Source: an optimization exercise on an open RTL-to-GDS flow (aim: small area, a short achievable clock period and few clock cycles). Production flows keep margins and buffers that such runs may drop. Where RTL was checked, it was by simulation tests only, not by an equivalence proof against the original. Some runs may be left out. An edit can pass the tests and still lose a function that they never use. The RTL of run 2 was laid out without a check of its function.

Run 1, track usage over the die:
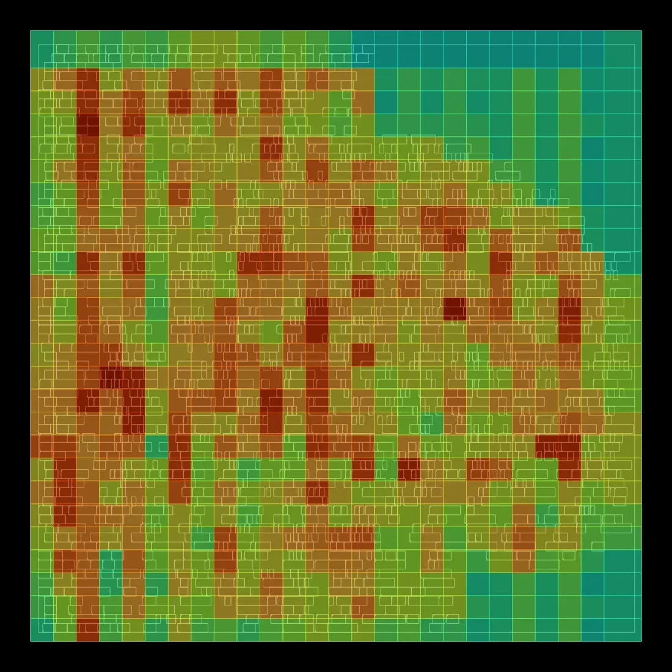
Run 1, the worst timing path:
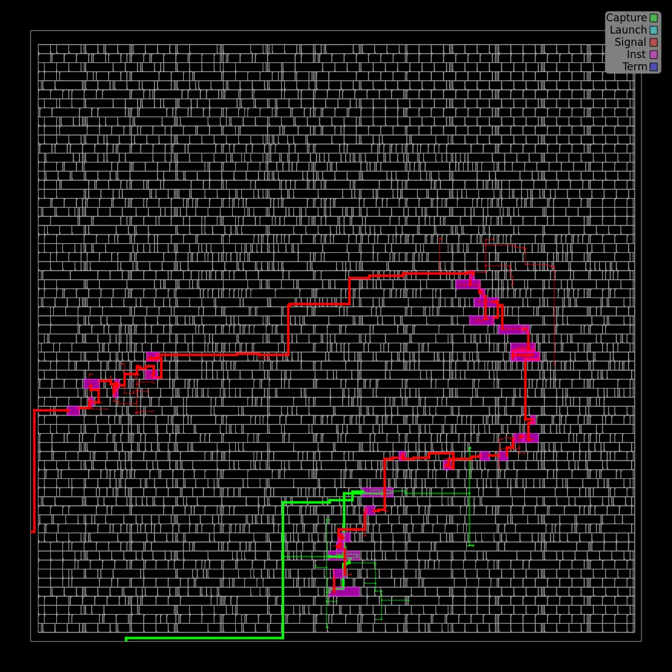
Run 1, wires at chosen ports, followed through buffers:
The bar under the picture is 50 µm long.
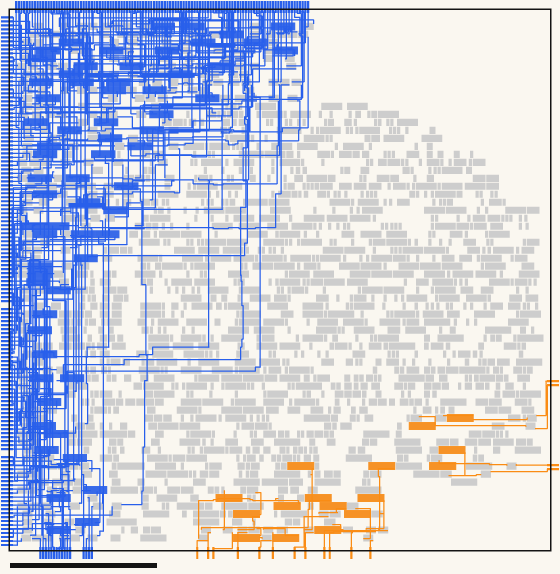
### design/flow/config.mk
export PLATFORM = sky130hd
export DESIGN_NAME = fir_filter
export DESIGN_NICKNAME = fir_filter
export VERILOG_FILES = /design/flow/design.v
export SDC_FILE = /design/flow/constraint.sdc
export NUM_CORES = 4
export LEC_CHECK = 0
export CAP_MARGIN = 20
export CORE_MARGIN = 2
export CORE_UTILIZATION = 40
export PLACE_DENSITY = 0.6
export SLEW_MARGIN = 20
### design/flow/constraint.sdc
create_clock -name core_clock -period 11.0 [get_ports {clk}]
set_input_delay 2.2000 -clock core_clock [delete_from_list [all_inputs] [get_ports {clk}]]
set_output_delay 2.2000 -clock core_clock [all_outputs]
set_load 0.01 [all_outputs]
### design/flow/design.v
module fir_filter #(
    parameter DATA_WIDTH = 16,
    parameter TAPS = 16
)(
    input wire clk,
    input wire reset,
    input wire start_fir,                  
    input wire [1:0] filter_mode,          
    input wire [TAPS*DATA_WIDTH-1:0] input_buffer,  
    output reg signed [DATA_WIDTH-1:0] fir_output,
    output reg fir_done
);
    reg signed [DATA_WIDTH-1:0] coeffs [0:TAPS-1];
    reg [$clog2(TAPS):0] tap_ptr;
    reg signed [2*DATA_WIDTH-1:0] acc;
    reg fir_active;
    wire signed [DATA_WIDTH-1:0] sample = input_buffer[tap_ptr[$clog2(TAPS)-1:0]*DATA_WIDTH +: DATA_WIDTH];
    wire signed [2*DATA_WIDTH-1:0] acc_next = acc + sample * coeffs[tap_ptr[$clog2(TAPS)-1:0]];
    integer i;
    always @(*) begin
        case (filter_mode)
            2'b00: begin
                coeffs[0]  =  12'sd100;  coeffs[1]  =  12'sd200;
                coeffs[2]  =  12'sd400;  coeffs[3]  =  12'sd600;
                coeffs[4]  =  12'sd800;  coeffs[5]  =  12'sd1000;
                coeffs[6]  =  12'sd1200; coeffs[7]  =  12'sd1400;
                coeffs[8]  =  12'sd1400; coeffs[9]  =  12'sd1200;
                coeffs[10] =  12'sd1000; coeffs[11] =  12'sd800;
                coeffs[12] =  12'sd600;  coeffs[13] =  12'sd400;
                coeffs[14] =  12'sd200;  coeffs[15] =  12'sd100;
            end
            2'b01: begin
                coeffs[0]  = -12'sd100;  coeffs[1]  = -12'sd200;
                coeffs[2]  = -12'sd300;  coeffs[3]  = -12'sd400;
                coeffs[4]  = -12'sd500;  coeffs[5]  = -12'sd600;
                coeffs[6]  = -12'sd700;  coeffs[7]  =  12'sd808;
                coeffs[8]  =  12'sd808;  coeffs[9]  = -12'sd700;
                coeffs[10] = -12'sd600;  coeffs[11] = -12'sd500;
                coeffs[12] = -12'sd400;  coeffs[13] = -12'sd300;
                coeffs[14] = -12'sd200;  coeffs[15] = -12'sd100;
            end
            2'b10: begin
                coeffs[0]  =  12'sd0;    coeffs[1]  =  12'sd100;
                coeffs[2]  =  12'sd200;  coeffs[3]  =  12'sd400;
                coeffs[4]  =  12'sd600;  coeffs[5]  =  12'sd800;
                coeffs[6]  =  12'sd1000; coeffs[7]  = -12'sd1200;
                coeffs[8]  = -12'sd1200; coeffs[9]  =  12'sd1000;
                coeffs[10] =  12'sd800;  coeffs[11] =  12'sd600;
                coeffs[12] =  12'sd400;  coeffs[13] =  12'sd200;
                coeffs[14] =  12'sd100;  coeffs[15] =  12'sd0;
            end
            default: begin
                for (i = 0; i < TAPS; i = i + 1)
                    coeffs[i] = 12'sd0;
            end
        endcase
    end
    always @(posedge clk or posedge reset) begin
        if (reset) begin
            tap_ptr    <= 0;
            acc        <= 0;
            fir_output <= 0;
            fir_done   <= 0;
            fir_active <= 0;
        end else begin
            if (start_fir && !fir_active) begin
                fir_active <= 1;
                tap_ptr    <= 0;
                acc        <= 0;
                fir_done   <= 0;
            end else if (fir_active) begin
                acc <= acc_next;
                tap_ptr <= tap_ptr + 1;
                if (tap_ptr == TAPS - 1) begin
                    fir_output <= acc_next >>> 12;  
                    fir_done   <= 1;
                    fir_active <= 0;
                end
            end else begin
                fir_done <= 0;
            end
        end
    end
endmodule
### design/flow/run.sh
#!/bin/bash
# synth_recipe.tcl (not shown) runs the flow's synth.tcl, then flattens the netlist and writes it again
# the make line also repeats each setting of config.mk as NAME=value (left out here)
make -C /OpenROAD-flow-scripts/flow DESIGN_CONFIG=/design/flow/config.mk WORK_HOME=/design/flow/orfs CLKGATE_MAP_FILE= SYNTH_SCRIPT=/design/flow/synth_recipe.tcl finish
==> reports/summary.txt, run 1 <==
outcome: complete, no violations
most common cell after layout, fill and taps aside: sky130_fd_sc_hd__inv_1
area inside the core boundary: 31,720 µm²
fraction of area in multi-input gates: 63.55%
final setup skew: 0.01321 ns
post-detailed-route DRC marker count: 0
share of the final layout cell area in sequential cells: 7.612%
post-synthesis average cell area: 9.579 µm²
global-route track usage on met1: 29.45%
detailed-route wire length: 41,650 µm
horizontal die dimension: 183.7 µm
post-synth top area cell: sky130_fd_sc_hd__fa_1
length of the first detailed-routing pass in iterations: 5
Filler Cells Inserted: 2,966
pre-CTS setup slack: 0.8722 ns
Levels on crit path: 28
number of library cell types mapped by synthesis: 56
area grow syn2layout: 25.55%
post-synthesis cell count: 1,349
post-CTS resize count: 0
Post-Synth Simple-Gate Area: 11.02%
total instance count after detailed placement: 1,985
grt total ovfl: 0
Site Rows: 65
Bufs and invs on worst path: 6
Critical-path top delay cell: sky130_fd_sc_hd__a32o_1
Testbench counts for the RTL of run 1, summed over its fixed seeds: cycles 17,416.
Back to the opening pictures, 'track usage over the die':
gr busiest metal: met2
fin util: 51.15%
global-route met3 utilization: 3.803%
GR Layer Usage met2: 47.22%

Back to the opening pictures, 'the worst timing path':
Final Non-Filler Cells: 1,997
Final TNS setup: 0 ns
minimum clock period after layout: 9.894 ns
final worst-path setup slack: 1.106 ns

Back to the opening pictures, 'wires at chosen ports, followed through buffers':
| colour | port | bits | direction | edge | end cells | wire |
|---|---|---|---|---|---|---|
| orange | fir_output | 16 | output | 12 bottom, 4 right | 16 | 589 µm |
| blue | input_buffer | 256 | input | 131 left, 109 top, 16 bottom | 64 | 12,100 µm |
io pins: 278
Port Buf Inserts: 277

## Run 2: large edit since run 1, in outline
design/flow/design.v: 84 -> 1894 lines; modules unchanged: 0
  fir_filter: edited, 84 -> 1886 lines
  fir_fa: new, 4 lines
  fir_ha: new, 4 lines
==> module fir_ha as of run 2 <==
module fir_ha (input wire a, input wire b, output wire s, output wire co);
    assign s = a ^ b;
    assign co = a & b;
endmodule
==> module fir_fa as of run 2 <==
module fir_fa (input wire a, input wire b, input wire c, output wire s, output wire co);
    assign s = a ^ b ^ c;
    assign co = (a & b) | (a & c) | (b & c);
endmodule
==> design/flow/flow/run.sh (new file) <==
#!/bin/bash
# The standard layout (standard.sh) with smaller port buffers (buf_1).
set -uo pipefail
bash standard.sh "BUFFER_PORTS_ARGS=-buffer_cell sky130_fd_sc_hd__buf_1" finish > standard_make.log 2>&1
==> design/flow/standard.sh (new file) <==
#!/bin/bash
# synth_recipe.tcl (not shown) runs the flow's synth.tcl, then flattens the netlist and writes it again
# the make line also repeats each setting of config.mk as NAME=value (left out here)
make -C /OpenROAD-flow-scripts/flow DESIGN_CONFIG=/design/flow/config.mk WORK_HOME=/design/flow/orfs CLKGATE_MAP_FILE= SYNTH_SCRIPT=/design/flow/synth_recipe.tcl "${@:-finish}"
--- a/design/flow/config.mk
+++ b/design/flow/config.mk
@@ -9,4 +9,8 @@
 export CORE_MARGIN = 2
 export CORE_UTILIZATION = 40
+export GPL_TIMING_DRIVEN = 1
 export PLACE_DENSITY = 0.6
+export SETUP_SLACK_MARGIN = 4.0
 export SLEW_MARGIN = 20
+export SYNTH_HIERARCHICAL = 1
+export SYNTH_MINIMUM_KEEP_SIZE = 0
removed: design/flow/run.sh
Run 2, wires at chosen ports, followed through buffers:
The bar under the picture is 50 µm long.
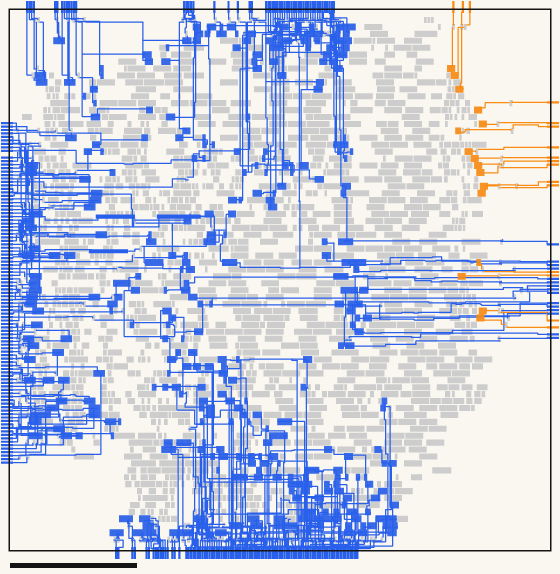
| colour | port | bits | direction | edge | end cells | wire |
|---|---|---|---|---|---|---|
| orange | fir_output | 16 | output | 13 right, 3 top | 16 | 457 µm |
| blue | input_buffer | 256 | input | 98 left, 90 bottom, 53 top, 15 right | 356 | 12,000 µm |

==> reports/summary.txt, run 2 <==
area inside the core boundary: 42,890 µm²
most common cell after layout, fill and taps aside: sky130_fd_sc_hd__fa_1
Final TNS setup: 0 ns
global-route track usage on met1: 36.40%
Bufs and invs on worst path: 1
length of the first detailed-routing pass in iterations: 5
io pins: 278
detailed-route wire length: 59,300 µm
post-synthesis cell count: 1,738
area grow syn2layout: 18.54%
post-detailed-route DRC marker count: 0
pre-CTS setup slack: 2.549 ns
Port Buf Inserts: 277
post-synth top area cell: sky130_fd_sc_hd__fa_1
Post-Synth Simple-Gate Area: 9.376%
gr busiest metal: met2
post-synthesis average cell area: 9.958 µm²
outcome: complete, no violations
share of the final layout cell area in sequential cells: 6.221%
fraction of area in multi-input gates: 80.06%
horizontal die dimension: 212.0 µm
Critical-path top delay cell: sky130_fd_sc_hd__fa_2
Filler Cells Inserted: 4,070
total instance count after detailed placement: 2,530
Levels on crit path: 15
Site Rows: 76
global-route met3 utilization: 5.702%
most frequent cells after synthesis: 357 x sky130_fd_sc_hd__fa_1, 126 x sky130_fd_sc_hd__nor2_1, 121 x sky130_fd_sc_hd__ha_1, 120 x sky130_fd_sc_hd__a21oi_1, 113 x sky130_fd_sc_hd__nand2_1
Run 2, the worst timing path:
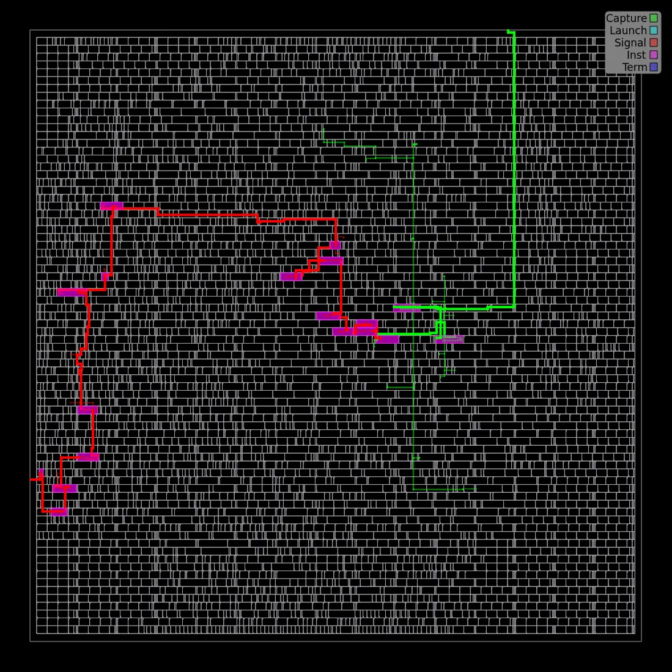
final worst-path setup slack: 3.837 ns
fin util: 47.84%
minimum clock period after layout: 7.163 ns
Final Non-Filler Cells: 2,595

[separate check: timing with driven ports]
The results above use ideal ports. As a check the final layouts listed here were re-extracted and re-timed, cells and wires unchanged. Step 1 sets driving cells, clkbuf_16 on the clock port and buf_2 on the other inputs (assumed; they add their load-dependent delay and slew). Step 2 adds t to the input delays and takes it off the output delays; t is the mean of the earliest and latest rising clock arrival at the registers after step 1. Input paths then give back, and output paths get back, about the clock's delay inside the block. a / b / c = no drivers / after step 1 / after step 2; a / b = the first two.
run	shift t [ns]	slack for setup (ns)	hold WS [ns]	worst setup path at the end	cell pins on the clock port's net
run 1	0.331	1.106 / 1.088 / 0.758	0.479 / 0.479 / 0.479	input to register	1
run 2	0.381	3.837 / 3.864 / 3.483	1.659 / 1.632 / 2.013	input to register	1
After both steps setup and hold are still met in every run listed. For run 2, which loses most, drivers alone change the setup slack by +0.027 ns; drivers and shift together by -0.354 ns.
